Source: an optimization exercise on an open RTL-to-GDS flow (aim: small area and few clock cycles per item). Production flows keep margins and buffers that such runs may drop.
In this exercise RTL edits were held to simulation tests only and were not proved equivalent to the original.
Power and IR drop assume default switching activity.

[flow/config.mk]
export PLATFORM = sky130hd
export DESIGN_NAME = min_heap
export DESIGN_NICKNAME = min_heap
export VERILOG_FILES = /design/flow/design.v
export SDC_FILE = /design/flow/constraint.sdc
export NUM_CORES = 4
export LEC_CHECK = 0
export CAP_MARGIN = 20
export CORE_MARGIN = 2
export CORE_UTILIZATION = 40
export PLACE_DENSITY = 0.6
export SLEW_MARGIN = 20
[flow/constraint.sdc]
create_clock -name core_clock -period 8.0 [get_ports {clk}]
set_input_delay 1.6000 -clock core_clock [delete_from_list [all_inputs] [get_ports {clk}]]
set_output_delay 1.6000 -clock core_clock [all_outputs]
set_load 0.01 [all_outputs]
[flow/design.v]
module min_heap #(
   parameter N_STAGES = 6,
   parameter PRIORITY_WIDTH = 16,
   parameter DATA_WIDTH = 16,
   parameter DETERMINISTIC = 0
) (
   input clk,
   input rstn,
   input [PRIORITY_WIDTH-1:0] in_ts,
   input [DATA_WIDTH-1:0] in_data,
   input [2:0] in_op,
   output logic ready,
   output logic [PRIORITY_WIDTH-1:0] out_ts,
   output logic [DATA_WIDTH-1:0] out_data,
   output logic out_valid,
   output logic [N_STAGES-1:0] capacity
);
   localparam logic [2:0] NOP = 3'd0;
   localparam logic [2:0] ENQ = 3'd1;
   localparam logic [2:0] DEQ_MIN = 3'd2;
   localparam logic [2:0] REPLACE = 3'd3;
   localparam AW = N_STAGES + 1;
   localparam EW = 1 + N_STAGES + PRIORITY_WIDTH + DATA_WIDTH;
   logic [N_STAGES:0][2:0] pipe_op;
   logic [N_STAGES:0][AW-1:0] pipe_pos;
   logic [N_STAGES:0][PRIORITY_WIDTH-1:0] pipe_ts;
   logic [N_STAGES:0][DATA_WIDTH-1:0] pipe_data;
   logic [N_STAGES-1:0][2:0] cur_op;
   logic [N_STAGES-1:0][EW-1:0] rdata_c;
   logic [N_STAGES-1:0][EW-1:0] rdata_0_n;  
   logic [N_STAGES-1:0][EW-1:0] rdata_1_n;
   logic [N_STAGES-1:0][AW-1:0] waddr_c;
   logic [N_STAGES-1:0][AW-1:0] waddr_n;  
   logic [N_STAGES-1:0][EW-1:0] wdata_c;
   logic [N_STAGES-1:0][EW-1:0] wdata_n;  
   logic [N_STAGES-1:0] wr_en_c;
   logic [N_STAGES-1:0] wr_en_n;  
   logic [EW-1:0] min_entry;
   logic min_active;
   logic [N_STAGES-1:0] min_capacity;
   logic [PRIORITY_WIDTH-1:0] min_ts;
   logic [DATA_WIDTH-1:0] min_data;
   assign {min_active, min_capacity, min_ts, min_data} = min_entry;
   logic next_active;
   logic [N_STAGES-1:0] next_capacity;
   logic [PRIORITY_WIDTH-1:0] next_ts;
   logic [DATA_WIDTH-1:0] next_data;
   logic [EW-1:0] next_heap_entry;
   assign next_heap_entry = {next_active, next_capacity, next_ts, next_data};
   assign pipe_op[0] = in_op;
   assign pipe_pos[0] = 1;
   assign pipe_ts[0] = in_ts;
   assign pipe_data[0] = in_data;
   assign out_ts = min_ts;
   assign out_valid = min_active;
   assign out_data = min_data;
   assign capacity = min_capacity;
   assign ready = (cur_op[0] == NOP);
   logic stage_0_wr_en;
   always_comb begin
      stage_0_wr_en = 1'b0;
      next_active   = 1'b0;
      next_ts       = 'x;
      next_data     = 'x;
      next_capacity = min_capacity;
      if (pipe_op[0] == REPLACE) begin
         stage_0_wr_en = 1'b1;
         next_active = 1'b1;
         next_ts = in_ts;
         next_data = in_data;
      end else if (pipe_op[0] == DEQ_MIN) begin
         stage_0_wr_en = 1'b1;
         next_capacity = min_capacity + 1;
      end
   end
   assign rdata_0_n[N_STAGES-1] = '0;
   assign rdata_1_n[N_STAGES-1] = '0;
   generate genvar i;
   for (i=0;i <N_STAGES; i=i+1) begin : g_stage
      heap_stage #(
         .N_STAGES(N_STAGES),
         .STAGE_ID(i),
         .PRIORITY_WIDTH(PRIORITY_WIDTH),
         .DATA_WIDTH(DATA_WIDTH),
         .DETERMINISTIC(DETERMINISTIC)
      ) HEAP_STAGE (
         .clk(clk),
         .rstn(rstn),
         .in_op(pipe_op[i]),
         .in_pos(pipe_pos[i]),
         .in_ts(pipe_ts[i]),
         .in_data(pipe_data[i]),
         .cur_op(cur_op[i]),
         .rdata_c(rdata_c[i]),
         .rdata_0_n(rdata_0_n[i]),
         .rdata_1_n(rdata_1_n[i]),
         .out_op(pipe_op[i+1]),
         .out_pos(pipe_pos[i+1]),
         .out_ts(pipe_ts[i+1]),
         .out_data(pipe_data[i+1]),
         .waddr_c(waddr_c[i]),
         .waddr_n(waddr_n[i]),
         .wdata_c(wdata_c[i]),
         .wdata_n(wdata_n[i]),
         .wr_en_c(wr_en_c[i]),
         .wr_en_n(wr_en_n[i])
      );
   end
   endgenerate
   stage_mem_0 #(
      .N_STAGES(N_STAGES),
      .PRIORITY_WIDTH(PRIORITY_WIDTH),
      .DATA_WIDTH(DATA_WIDTH)
   ) STAGE_MEM_0 (
      .clk(clk),
      .rstn(rstn),
      .op_c(pipe_op[0]),
      .op_n(cur_op[0]),
      .rdata_p(min_entry),
      .rdata_c(rdata_c[0]),
      .wdata_p(next_heap_entry),
      .wdata_c(wdata_c[0]),
      .wr_en_p(stage_0_wr_en),
      .wr_en_c(wr_en_c[0])
   );
   stage_mem_1 #(
      .N_STAGES(N_STAGES),
      .PRIORITY_WIDTH(PRIORITY_WIDTH),
      .DATA_WIDTH(DATA_WIDTH)
   ) STAGE_MEM_1 (
      .clk(clk),
      .rstn(rstn),
      .op_p(pipe_op[0]),
      .op_c(pipe_op[1]),
      .op_n(cur_op[1]),
      .raddr_p(AW'(pipe_pos[0] * 2)),
      .raddr_c(pipe_pos[1]),
      .rdata_0_p(rdata_0_n[0]),
      .rdata_1_p(rdata_1_n[0]),
      .rdata_c(rdata_c[1]),
      .waddr_p(waddr_n[0]),
      .waddr_c(waddr_c[1]),
      .wdata_p(wdata_n[0]),
      .wdata_c(wdata_c[1]),
      .wr_en_p(wr_en_n[0]),
      .wr_en_c(wr_en_c[1])
   );
   generate genvar j;
   for (j=2; j<N_STAGES; j=j+1) begin : g_mem
      stage_mem #(
         .N_STAGES(N_STAGES),
         .STAGE_ID(j),
         .PRIORITY_WIDTH(PRIORITY_WIDTH),
         .DATA_WIDTH(DATA_WIDTH)
      ) STAGE_MEM (
         .clk(clk),
         .rstn(rstn),
         .op_p(pipe_op[j-1]),
         .op_c(pipe_op[j]),
         .op_n(cur_op[j]),
         .raddr_p(AW'(pipe_pos[j-1]*2)),
         .raddr_c(pipe_pos[j]),
         .rdata_0_p(rdata_0_n[j-1]),
         .rdata_1_p(rdata_1_n[j-1]),
         .rdata_c(rdata_c[j]),
         .waddr_p(waddr_n[j-1]),
         .waddr_c(waddr_c[j]),
         .wdata_p(wdata_n[j-1]),
         .wdata_c(wdata_c[j]),
         .wr_en_p(wr_en_n[j-1]),
         .wr_en_c(wr_en_c[j])
      );
   end
   endgenerate
endmodule
module heap_stage
#(
   parameter STAGE_ID = 0,
   parameter N_STAGES = 6,
   parameter PRIORITY_WIDTH = 16,
   parameter DATA_WIDTH = 16,
   parameter DETERMINISTIC = 0
) (
   input clk,
   input rstn,
   input [2:0] in_op,
   input [N_STAGES:0] in_pos,
   input [PRIORITY_WIDTH-1:0] in_ts,
   input [DATA_WIDTH-1:0] in_data,
   input [N_STAGES+PRIORITY_WIDTH+DATA_WIDTH:0] rdata_c,
   input [N_STAGES+PRIORITY_WIDTH+DATA_WIDTH:0] rdata_0_n,
   input [N_STAGES+PRIORITY_WIDTH+DATA_WIDTH:0] rdata_1_n,
   output logic [2:0] out_op,
   output logic [N_STAGES:0] out_pos,
   output logic [PRIORITY_WIDTH-1:0] out_ts,
   output logic [DATA_WIDTH-1:0] out_data,
   output logic [2:0] cur_op,
   output logic [N_STAGES:0] waddr_c,
   output logic [N_STAGES:0] waddr_n,
   output logic [N_STAGES+PRIORITY_WIDTH+DATA_WIDTH:0] wdata_c,
   output logic [N_STAGES+PRIORITY_WIDTH+DATA_WIDTH:0] wdata_n,
   output logic wr_en_c,
   output logic wr_en_n
);
   localparam logic [2:0] NOP = 3'd0;
   localparam logic [2:0] ENQ = 3'd1;
   localparam logic [2:0] DEQ_MIN = 3'd2;
   localparam logic [2:0] REPLACE = 3'd3;
   logic rc_active, r0_active, r1_active, wc_active, wn_active;
   logic [N_STAGES-1:0] rc_capacity, r0_capacity, r1_capacity, wc_capacity, wn_capacity;
   logic [PRIORITY_WIDTH-1:0] rc_ts, r0_ts, r1_ts, wc_ts, wn_ts;
   logic [DATA_WIDTH-1:0] rc_data, r0_data, r1_data, wc_data, wn_data;
   assign {rc_active, rc_capacity, rc_ts, rc_data} = rdata_c;
   assign {r0_active, r0_capacity, r0_ts, r0_data} = rdata_0_n;
   assign {r1_active, r1_capacity, r1_ts, r1_data} = rdata_1_n;
   assign wdata_c = {wc_active, wc_capacity, wc_ts, wc_data};
   assign wdata_n = {wn_active, wn_capacity, wn_ts, wn_data};
   logic [N_STAGES:0] cur_pos;
   logic [PRIORITY_WIDTH-1:0] cur_ts;
   logic [DATA_WIDTH-1:0] cur_data;
   logic [7:0] lfsr;
   logic lfsr_new_bit;
   assign lfsr_new_bit = ^(lfsr & 8'(STAGE_ID * 7));
   always_ff @(posedge clk) begin
      if (!rstn) begin
         lfsr <= 8'(STAGE_ID);
      end else begin
         lfsr <= { lfsr[6:0], lfsr_new_bit };
      end
   end
   always_ff @(posedge clk) begin
       cur_op <= in_op;
       cur_pos <= in_pos;
       cur_ts <= in_ts;
       cur_data <= in_data;
   end
   always_comb begin
      waddr_c = 'x;
      waddr_n = 'x;
      wc_active = rc_active;
      wc_capacity = rc_capacity;
      wc_ts = rc_ts;
      wc_data = rc_data;
      {wn_active, wn_capacity, wn_ts, wn_data} = 'x;
      out_op = cur_op;
      out_pos = cur_pos * 2;
      out_ts = 'x;
      out_data = 'x;
      wr_en_c = 1'b0;
      wr_en_n = 1'b0;
      case(cur_op)
         ENQ: begin
            if (!rc_active) begin
               wc_active = 1'b1;
               wc_ts = cur_ts;
               wc_data = cur_data;
               wc_capacity = rc_capacity - 1;
               out_op = NOP;
               out_ts = cur_ts;
               out_data = cur_data;
               wr_en_c = 1'b1;
               waddr_c = cur_pos;
            end else if (cur_ts < rc_ts) begin
               out_ts = rc_ts;
               out_data = rc_data;
               wc_ts = cur_ts;
               wc_data = cur_data;
               wc_active = 1'b1;
               wc_capacity = rc_capacity - 1;
               wr_en_c = 1'b1;
               waddr_c = cur_pos;
            end else begin
               out_ts = cur_ts;
               out_data = cur_data;
               wc_capacity = rc_capacity - 1;
               wr_en_c = 1'b1;
               waddr_c = cur_pos;
            end
            if (DETERMINISTIC) begin
               if ((r0_capacity == 0) |
                     (r1_active & (r1_capacity > 0) & (cur_ts > r1_ts) ) ) begin
                  out_pos = cur_pos * 2 + 1;
               end else begin
                  out_pos = cur_pos * 2;
               end
            end else begin
               if ( (r0_capacity > 0) & (r1_capacity > 0)) begin
                  out_pos = cur_pos * 2 + (N_STAGES+1)'(lfsr[1]);  
               end else if (r0_capacity > 0) begin
                  out_pos = cur_pos * 2;
               end else begin
                  out_pos = cur_pos * 2 + 1;
               end
            end
         end
         DEQ_MIN: begin
            if (!r0_active & !r1_active) begin
               out_op = NOP;
            end else begin
               wc_active = 1'b1;
               wr_en_c = 1'b1;
               waddr_c = cur_pos;
               wr_en_n = 1'b1;
               if (
                  (r0_active & r1_active &
                     (r0_ts <= r1_ts)) |
                  (!r1_active) )
               begin
                  wc_ts = r0_ts;
                  wc_data = r0_data;
                  wn_active = 1'b0;
                  wn_capacity = r0_capacity + 1;
                  out_pos = cur_pos * 2;
                  waddr_n = cur_pos * 2;
               end else if (
                  (r0_active & r1_active &
                     (r1_ts < r0_ts)) |
                  (!r0_active) )
               begin
                  wc_ts = r1_ts;
                  wc_data = r1_data;
                  wn_active = 1'b0;
                  wn_capacity = r1_capacity + 1;
                  out_pos = cur_pos * 2 + 1;
                  waddr_n = cur_pos * 2 + 1;
               end
            end
         end
         REPLACE: begin
            if (
               (!r0_active & !r1_active) |
               ( r0_active & r1_active &
                     (rc_ts < r0_ts) &
                     (rc_ts < r1_ts)) |
               ( !r1_active & (rc_ts < r0_ts) ) |
               ( !r0_active & (rc_ts < r1_ts) ) )
            begin
               out_op = NOP;
            end else begin
               wc_active = 1'b1;
               wr_en_c = 1'b1;
               waddr_c = cur_pos;
               wr_en_n = 1'b1;
               if (
                  (r0_active & r1_active &
                     r0_ts <= r1_ts) |
                  (!r1_active) )
               begin
                  wc_ts = r0_ts;
                  wc_data = r0_data;
                  wn_ts = rc_ts;
                  wn_data = rc_data;
                  wn_active = 1'b1;
                  wn_capacity = r0_capacity;
                  out_pos = cur_pos * 2;
                  waddr_n = cur_pos * 2;
               end else if (
                  (r0_active & r1_active &
                     r1_ts < r0_ts) |
                  (!r0_active) )
               begin
                  wc_ts = r1_ts;
                  wc_data = r1_data;
                  wn_ts = rc_ts;
                  wn_data = rc_data;
                  wn_active = 1'b1;
                  wn_capacity = r1_capacity;
                  out_pos = cur_pos * 2 + 1;
                  waddr_n = cur_pos * 2 + 1;
               end
            end
         end
         default: begin
         end
      endcase
   end
endmodule
module stage_mem
#(
   parameter STAGE_ID = 2,
   parameter N_STAGES = 6,
   parameter PRIORITY_WIDTH = 16,
   parameter DATA_WIDTH = 16
) (
   input clk,
   input rstn,
   input [2:0] op_p,  
   input [2:0] op_c,  
   input [2:0] op_n,  
   input [N_STAGES:0] raddr_p,  
   input [N_STAGES:0] raddr_c,  
   output logic [N_STAGES+PRIORITY_WIDTH+DATA_WIDTH:0] rdata_0_p,  
   output logic [N_STAGES+PRIORITY_WIDTH+DATA_WIDTH:0] rdata_1_p,
   output logic [N_STAGES+PRIORITY_WIDTH+DATA_WIDTH:0] rdata_c,  
   input [N_STAGES:0] waddr_p,  
   input [N_STAGES:0] waddr_c,  
   input [N_STAGES+PRIORITY_WIDTH+DATA_WIDTH:0] wdata_p,
   input [N_STAGES+PRIORITY_WIDTH+DATA_WIDTH:0] wdata_c,
   input wr_en_p,
   input wr_en_c
);
   localparam logic [2:0] NOP = 3'd0;
   localparam MEM_WIDTH = 1+N_STAGES + PRIORITY_WIDTH + DATA_WIDTH;
   localparam DEPTH = 2**(STAGE_ID-1);
   localparam logic [N_STAGES-1:0] INIT_CAPACITY = N_STAGES'(2**(N_STAGES-STAGE_ID) -1);
   logic [DEPTH-1:0][MEM_WIDTH-1:0] bank_0;
   logic [DEPTH-1:0][MEM_WIDTH-1:0] bank_1;
   logic [N_STAGES:0] raddr;
   logic [N_STAGES:0] waddr;
   assign raddr = (op_c != NOP) ? raddr_c : raddr_p;
   assign waddr = (op_n != NOP) ? waddr_c : waddr_p;
   logic [MEM_WIDTH-1:0] wdata;
   assign wdata = (op_n != NOP) ? wdata_c : wdata_p;
   logic wr_en, wr_en_0, wr_en_1;
   assign wr_en  = (op_n != NOP) ? wr_en_c : wr_en_p;
   assign wr_en_0 = wr_en & ~waddr[0];
   assign wr_en_1 = wr_en & waddr[0];
   logic [MEM_WIDTH-1:0] rdata_0;
   logic [MEM_WIDTH-1:0] rdata_1;
   assign rdata_0_p = rdata_0;
   assign rdata_1_p = rdata_1;
   logic [N_STAGES:0] raddr_d1;
   assign rdata_c = raddr_d1[0] ? rdata_1 : rdata_0;
   always_ff @(posedge clk) begin
      raddr_d1 <= raddr;
   end
   logic [MEM_WIDTH-1:0] bank_0_out;
   logic [MEM_WIDTH-1:0] bank_1_out;
   logic addr_collision_0, addr_collision_1;
   logic [MEM_WIDTH-1:0] wdata_d1_0;
   logic [MEM_WIDTH-1:0] wdata_d1_1;
   always_ff @(posedge clk) begin
      if (!rstn) begin
         for (int e = 0; e < DEPTH; e = e + 1) begin
            bank_0[e] <= {1'b0, INIT_CAPACITY, {(PRIORITY_WIDTH+DATA_WIDTH){1'bx}}};
         end
      end else if (wr_en_0) begin
         bank_0[ waddr[STAGE_ID-1:1] ] <= wdata;
      end
      bank_0_out <= bank_0[ raddr[STAGE_ID-1:1]];
   end
   always_ff @(posedge clk) begin
      if (!rstn) begin
         addr_collision_0 <= 1'b0;
         wdata_d1_0 <= 'x;
      end else begin
         addr_collision_0 <= (wr_en_0 && waddr[STAGE_ID-1:1] == raddr[STAGE_ID-1:1]);
         wdata_d1_0 <= wdata;
      end
   end
   always_comb begin
      rdata_0 = addr_collision_0 ? wdata_d1_0 : bank_0_out;
   end
   always_ff @(posedge clk) begin
      if (!rstn) begin
         for (int e = 0; e < DEPTH; e = e + 1) begin
            bank_1[e] <= {1'b0, INIT_CAPACITY, {(PRIORITY_WIDTH+DATA_WIDTH){1'bx}}};
         end
      end else if (wr_en_1) begin
         bank_1[ waddr[STAGE_ID-1:1] ] <= wdata;
      end
      bank_1_out <= bank_1[ raddr[STAGE_ID-1:1]];
   end
   always_ff @(posedge clk) begin
      if (!rstn) begin
         addr_collision_1 <= 1'b0;
         wdata_d1_1 <= 'x;
      end else begin
         addr_collision_1 <= (wr_en_1 && waddr[STAGE_ID-1:1] == raddr[STAGE_ID-1:1]);
         wdata_d1_1 <= wdata;
      end
   end
   always_comb begin
      rdata_1 = addr_collision_1 ? wdata_d1_1 : bank_1_out;
   end
endmodule
module stage_mem_1
#(
   parameter N_STAGES = 6,
   parameter PRIORITY_WIDTH = 16,
   parameter DATA_WIDTH = 16
) (
   input clk,
   input rstn,
   input [2:0] op_p,  
   input [2:0] op_c,  
   input [2:0] op_n,  
   input [N_STAGES:0] raddr_p,  
   input [N_STAGES:0] raddr_c,  
   output logic [N_STAGES+PRIORITY_WIDTH+DATA_WIDTH:0] rdata_0_p,  
   output logic [N_STAGES+PRIORITY_WIDTH+DATA_WIDTH:0] rdata_1_p,
   output logic [N_STAGES+PRIORITY_WIDTH+DATA_WIDTH:0] rdata_c,  
   input [N_STAGES:0] waddr_p,  
   input [N_STAGES:0] waddr_c,  
   input [N_STAGES+PRIORITY_WIDTH+DATA_WIDTH:0] wdata_p,
   input [N_STAGES+PRIORITY_WIDTH+DATA_WIDTH:0] wdata_c,
   input wr_en_p,
   input wr_en_c
);
   localparam logic [2:0] NOP = 3'd0;
   localparam MEM_WIDTH = 1+N_STAGES + PRIORITY_WIDTH + DATA_WIDTH;
   localparam logic [N_STAGES-1:0] INIT_CAPACITY = N_STAGES'(2**(N_STAGES-1) -1);
   logic [MEM_WIDTH-1:0] bank_0;
   logic [MEM_WIDTH-1:0] bank_1;
   logic [N_STAGES:0] raddr;
   logic [N_STAGES:0] waddr;
   assign raddr = (op_c != NOP) ? raddr_c : raddr_p;
   assign waddr = (op_n != NOP) ? waddr_c : waddr_p;
   logic [MEM_WIDTH-1:0] wdata;
   assign wdata = (op_n != NOP) ? wdata_c : wdata_p;
   logic wr_en, wr_en_0, wr_en_1;
   assign wr_en  = (op_n != NOP) ? wr_en_c : wr_en_p;
   assign wr_en_0 = wr_en & ~waddr[0];
   assign wr_en_1 = wr_en & waddr[0];
   logic [MEM_WIDTH-1:0] rdata_0;
   logic [MEM_WIDTH-1:0] rdata_1;
   assign rdata_0_p = rdata_0;
   assign rdata_1_p = rdata_1;
   logic [N_STAGES:0] raddr_d1;  
   assign rdata_c = raddr_d1[0] ? rdata_1 : rdata_0;
   always_ff @(posedge clk) begin
      raddr_d1 <= raddr;
      if (!rstn) begin
         bank_0 <= {1'b0, INIT_CAPACITY, {(PRIORITY_WIDTH+DATA_WIDTH){1'bx}}};
      end else if (wr_en_0) begin
         bank_0 <= wdata;
      end
      if (wr_en_0 && waddr[1] == raddr[1]) begin
         rdata_0 <= wdata;
      end else begin
         rdata_0 <= bank_0;
      end
      if (!rstn) begin
         bank_1 <= {1'b0, INIT_CAPACITY, {(PRIORITY_WIDTH+DATA_WIDTH){1'bx}}};
      end else if (wr_en_1) begin
         bank_1 <= wdata;
      end
      if (wr_en_1 && waddr[1] == raddr[1]) begin
         rdata_1 <= wdata;
      end else begin
         rdata_1 <= bank_1;
      end
   end
endmodule
module stage_mem_0
#(
   parameter N_STAGES = 6,
   parameter PRIORITY_WIDTH = 16,
   parameter DATA_WIDTH = 16
) (
   input clk,
   input rstn,
   input [2:0] op_c,  
   input [2:0] op_n,  
   output logic [N_STAGES+PRIORITY_WIDTH+DATA_WIDTH:0] rdata_p,
   output logic [N_STAGES+PRIORITY_WIDTH+DATA_WIDTH:0] rdata_c,
   input [N_STAGES+PRIORITY_WIDTH+DATA_WIDTH:0] wdata_p,
   input [N_STAGES+PRIORITY_WIDTH+DATA_WIDTH:0] wdata_c,
   input wr_en_p,
   input wr_en_c
);
   localparam logic [2:0] NOP = 3'd0;
   localparam MEM_WIDTH = 1+N_STAGES + PRIORITY_WIDTH + DATA_WIDTH;
   localparam logic [N_STAGES-1:0] INIT_CAPACITY = N_STAGES'(2**(N_STAGES) -1);
   logic [MEM_WIDTH-1:0] min_entry;
   logic [MEM_WIDTH-1:0] wdata;
   assign wdata = (op_n != NOP) ? wdata_c : wdata_p;
   logic wr_en;
   assign wr_en  = (op_n != NOP) ? wr_en_c : wr_en_p;
   always_ff @(posedge clk) begin
      if (!rstn) begin
         rdata_c <= {1'b0, INIT_CAPACITY, {(PRIORITY_WIDTH+DATA_WIDTH){1'bx}}};
         rdata_p <= {1'b0, INIT_CAPACITY, {(PRIORITY_WIDTH+DATA_WIDTH){1'bx}}};
         min_entry <= {1'b0, INIT_CAPACITY, {(PRIORITY_WIDTH+DATA_WIDTH){1'bx}}};
      end else begin
         if (wr_en) begin
            min_entry <= wdata;
         end
         if (wr_en) begin
            rdata_c <= wdata;
            rdata_p <= wdata;
         end else begin
            rdata_c <= min_entry;
            rdata_p <= min_entry;
         end
      end
   end
endmodule
[flow/run.sh]
#!/bin/bash
# synth_recipe.tcl (not shown) runs the flow's synth.tcl, then flattens the netlist and writes it again
# the make line also repeats each setting of config.mk as NAME=value (left out here)
make -C /OpenROAD-flow-scripts/flow DESIGN_CONFIG=/design/flow/config.mk WORK_HOME=/design/flow/orfs CLKGATE_MAP_FILE= SYNTH_SCRIPT=/design/flow/synth_recipe.tcl finish
Local utilization:
Drawn at 0.5 px/um. The die is cut into 32 by 32 equal tiles; dark purple is low, yellow is high, 0 to 100% covered.
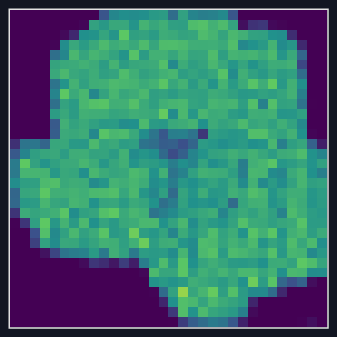
- fullest tile: 84%
- tiles over 75% full: 0.70%
- nearly empty tiles: 23%
- densest ninth of the die: top middle
- emptiest ninth of the die: bottom left
core footprint: 396000 sq um
Initial Utilization: 0.402

Routed metal, one colour a layer:
Drawn at 1 px/um. Only two layers are drawn.
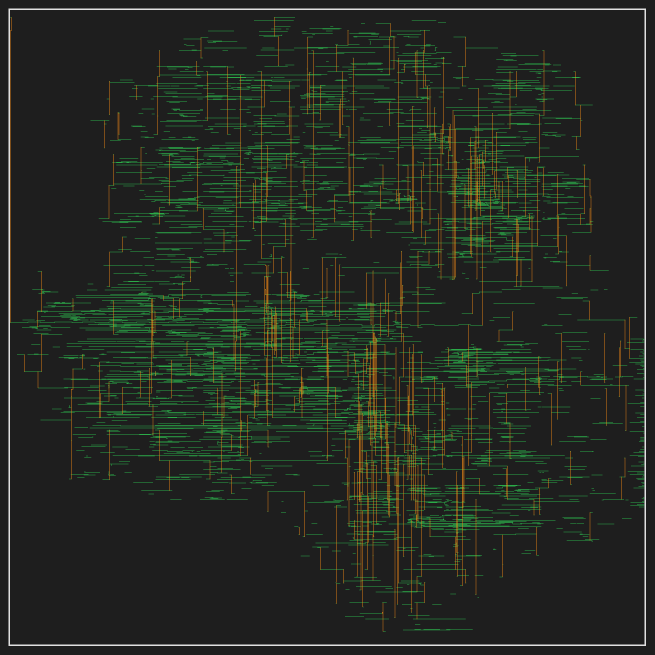
- green: M3 (wire length 50.6 mm)
- orange: M4 (wire length 17600 um)
WL final: 534000 um
Via Count: 126000
WL/cell: 25.7 um
gr usage total: 0.255

Placement by cell class:
Drawn at 1 px/um. Fill, decap, tap and diode cells in grey.
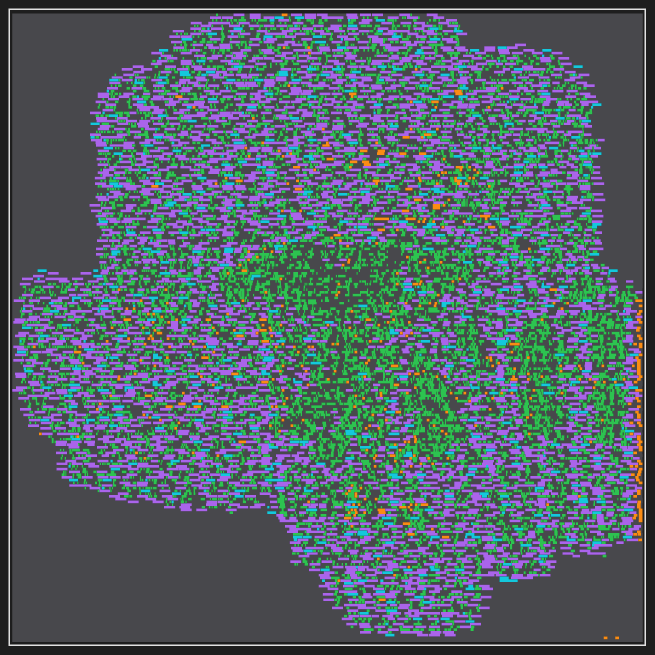
- cyan: clock drivers and dummy loads (cells 678; share of their area 7.1%)
- green: remaining logic cells (cells 11065; share of their area 41%)
- orange: remaining buffers and delay cells (cells 487; share of their area 2.7%)
- purple: registers (cells 3258; share of their area 50%)

Metal 3:
Drawn at 1 px/um.
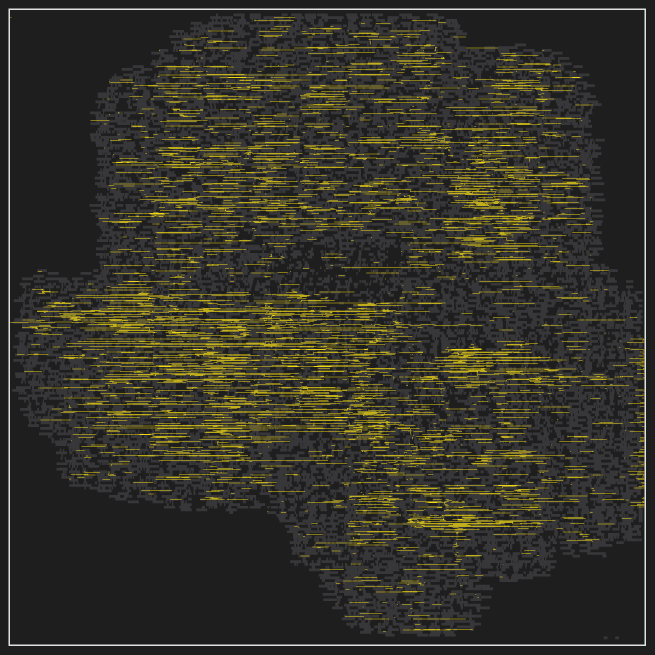
- nets with wire on the layer: 1385
- main direction: horizontal

==> impl_metrics.yaml <==
pwr:
  power.density_nw_per_um2: 243
  vdd_drop_max_mv: 0.181
  total_power_mw: 43.5
  p_leak_nw: 68.3
placed_design:
  globalplace.congestion: 0.939
  port_buffers: 76
  dp_hpwl_um: 338000
  dpl_cell_area_sq_um: 166000
clock_tree:
  cts-root-buf: "clkbuf_16"
  clk_latency_ns: 0.98
  htreeDepth: 5
  cts_tree: "built"
  clock_path_buffers: 4
  postCtsHoldBufs: 0
  cts_sinks: 3258
  cts_setup_buffers: 0
  cts_inserted_buffers: 363
  ctsResizeCount: 0
  clk_pin_slew_ns: 0.06
drt:
  via_per_inst: 6.06
  m1WireLength_um: 233000
  drc: 0
  dr_wl_met3_um: 50600
  antenna_left: 0
  dr.max_layer_used: "met5"
  drt-pass1-iter-count: 9
  wl_met2_um: 233000
  dr.first_iter.drc_count: 15900
setup_path:
  arrival_ns: 7.75
  reg2reg_slack_ns: 1.02
  critical_path_peak_fanout: 264
  worst_path_most_repeated_cell: "buf_4"
  path_class: "flop to flop"
  critPathRequiredTime_ns: 8.77
  critical_path.max_stage_delay_ns: 0.73
  cp_slowest_cell: "buf_12"
  crit_path_cell_trace: "buf_4, mux2i_1, nand2_1, o21ai_0, buf_4, inv_1, ha_1, nand2_1, o21ai_0, a211oi_1, a211oi_2, o31ai_4, buf_4, o31a_1, nor2_4, buf_4, buf_12, o21ai_0, a21oi_1"
  cp-start-kind: "flop"
  cp-end-kind: "flop"
timing:
  finalSetupViolations: 0
  relSlewSlack: 0.189
  skew_ns: 0.0761
  period_minus_slack_ns: 6.98
  tightest_slew_ns: 1.20
  hold_violations: 0
  fin_setup_tns_ns: 0
  timing.final.crit_share: 0.873
  maxSlewViolCount: 0
  fmax_mhz: 143
  rsz0062_at_grt: "false"
synth:
  synthesis.nets: 16000
  ys_types: 83
  syn_inst: 15700
  synth_warnings: 13
  yosys-top-cells-area: "edfxtp_1, dfxtp_1, mux2i_1, o21ai_0, a21oi_1"
  ys_seq_elements: 3258
  synth_edf_count: 2016
  netlist_area_sq_um: 159000
  async_flop_share: 0
  ys.flop_type: "edfxtp_1"
  synth_seq_area_share: 0.537
  netlist_top_cells_count: "nand2_1, edfxtp_1, o21ai_0, a21oi_1, dfxtp_1"
  synth_most_common_cell: "nand2_1"
  yosys.area.top_type: "edfxtp_1"
  synth.top_cell.area_share: 0.381
  syn_avg_cell_area_sq_um: 10.2
layout:
  fin_nets: 15600
  stdcell_area_sq_um: 179000
  fin_util: 0.451
  drive_gt1_frac: 0.0994
  synthToLayoutAreaGrowth_pct: 12.3
status:
  status: "no timing/DRC/antenna violations"
grt:
  grt_max_degree: 265
  grt_first_pass_wirelength_um: 786000
  grt_pass1_vias: 117000
  grt_overflow: 0
  antenna_found_initial: 26
floorplan:
  die_width_um: 635
  ioPinCount: 77
  die_y_um: 635
  row_count: 231
  dieArea_sq_um: 403000
flow_run:
  drv_cap: 0
worst_hold_path:
  holdCritPathClass: "flop to flop"
Testbench counts, summed over its fixed seeds: cycles 40,008, ops 20,000.
==> flip-flops by register name, summed over array words and instances, names as in the netlist, 96 cells and up, named ones only <==
signal / cells
g_stage.HEAP_STAGE.cur_ts: 96
g_mem.STAGE_MEM.bank_1_out: 156
g_mem.STAGE_MEM.wdata_d1_1: 117
g_mem.STAGE_MEM.bank_0_out: 156
g_mem.STAGE_MEM.bank_0: 1156
g_stage.HEAP_STAGE.cur_data: 96
g_mem.STAGE_MEM.bank_1: 1156
==> area by class of cell <==
| type | instances | area, sq um |
|---|---|---|
| flip-flops and latches | 3258 | 85400 |
| diodes | 6 | 15.0 |
| clock buffers | 513 | 10500 |
| clock inverters | 165 | 1730 |
| inverters | 335 | 1260 |
| fillers | 37200 | 217000 |
| multi-input cells | 10700 | 68500 |
| repair buffers | 487 | 4670 |
| well taps | 5242 | 6560 |
==> placed cells by master, fill, tap and decap left out, types with 106 or more instances in the layout <==
| cell | n |
|---|---|
| a211oi_1 | 166 |
| a21oi_1 | 1749 |
| a221oi_1 | 116 |
| a22o_1 | 218 |
| a32o_1 | 106 |
| buf_4 | 345 |
| clkbuf_16 | 382 |
| dfxtp_1 | 1228 |
| edfxtp_1 | 2016 |
| ha_1 | 342 |
| inv_1 | 330 |
| mux2_2 | 326 |
| mux2i_1 | 1191 |
| nand2_1 | 1992 |
| nand3_1 | 370 |
| nor2_1 | 434 |
| nor2b_1 | 124 |
| o211ai_1 | 152 |
| o21ai_0 | 1820 |
| o22ai_1 | 378 |
==> critical path, delay by kind of cell, from the launching register on <==
kind                     cells  cell delay [ns]
buffers and inverters        6             2.18
AO/OA/AOI/OAI                8             2.08
flip-flops                   1             0.67
multiplexers                 1             0.66
AND/OR/NAND/NOR              3             0.66
adder cells (fa/ha/maj)      1             0.32
==> path summary, 6_finish.rpt <==
kind,from,to,cells after the start
max reg2reg,g_mem[4].STAGE_MEM.addr_collision_1,g_mem[5].STAGE_MEM.bank_1[529],19
min reg2reg,g_stage[2].HEAP_STAGE.lfsr[0],g_stage[2].HEAP_STAGE.lfsr[1],1
min,g_stage[2].HEAP_STAGE.lfsr[0],g_stage[2].HEAP_STAGE.lfsr[1],1
max,g_mem[4].STAGE_MEM.addr_collision_1,g_mem[5].STAGE_MEM.bank_1[529],19
==> through the flow <==
step | worst slack [ns] | cells | hold WS (ns)
after floorplan | 0.503 | 15700 | 0.329
after global routing | 0.744 | 20700 | 0.456
after CTS | 1.22 | 20700 | 0.410
after detailed placement | 1.28 | 20000 | 0.399
after global placement | 1.08 | 20000 | 0.387
final | 1.02 | 20700 | 0.407
==> where the power goes <==
part           internal, mW  switching [mW]  leakage (nW)  total, mW
sequential             19.0           0.940          31.1       19.9
clock                  10.1            7.23          6.00       17.3
combinational          1.96            4.25          31.2       6.21
==> kinds of logic (layout without fill, tap and decap cells) <==
| group | Yosys count | count (layout) | share of synthesized area |
|---|---|---|---|
| flip-flops | 3258 | 3258 | 0.537 |
| buffers and inverters | 1667 | 1500 | 0.0405 |
| multiplexers | 1523 | 1523 | 0.0984 |
| other | 0 | 6 | 0 |
| AO/OA/AOI/OAI | 5291 | 5291 | 0.197 |
| adder cells (fa/ha/maj) | 343 | 343 | 0.0270 |
| AND/OR/NAND/NOR | 3510 | 3510 | 0.0967 |
| XOR/XNOR | 63 | 63 | 0.00347 |
==> metal layers <==
| metal | global-route usage | up-vias |
|---|---|---|
| met5 | 0 | - |
| met4 | 0.0797 | 6 |
| met3 | 0.0443 | 889 |
| met2 | 0.385 | 5743 |
| met1 | 0.371 | 61800 |
| li1 | - | 57200 |

## separate check: timing with driven ports
Ports are ideal in the flow. The routed layout listed here was re-timed in OpenROAD.
Step 1 sets driving cells, clkbuf_16 on the clock port and buf_2 on the other inputs (assumed; they add their load-dependent delay and slew).
Step 2 adds t to the input delays and takes it off the output delays; t is the mean of the earliest and latest rising clock arrival at the registers after step 1. Input paths then give back, and output paths get back, about the clock's delay inside the block.
Slacks: no drivers / after step 1 / after step 2; pairs: no drivers / after step 1.
t (ns): 1.052
setup slack, ns: 1.019 / 1.019 / 1.019
latest minus earliest clock arrival (ns): 0.081 / 0.081
pins driven straight from the clock port: 1
After both steps setup and hold are still met in this run. The setup slack of this run moves by 0.000 ns with the drivers and by 0.000 ns with both steps.
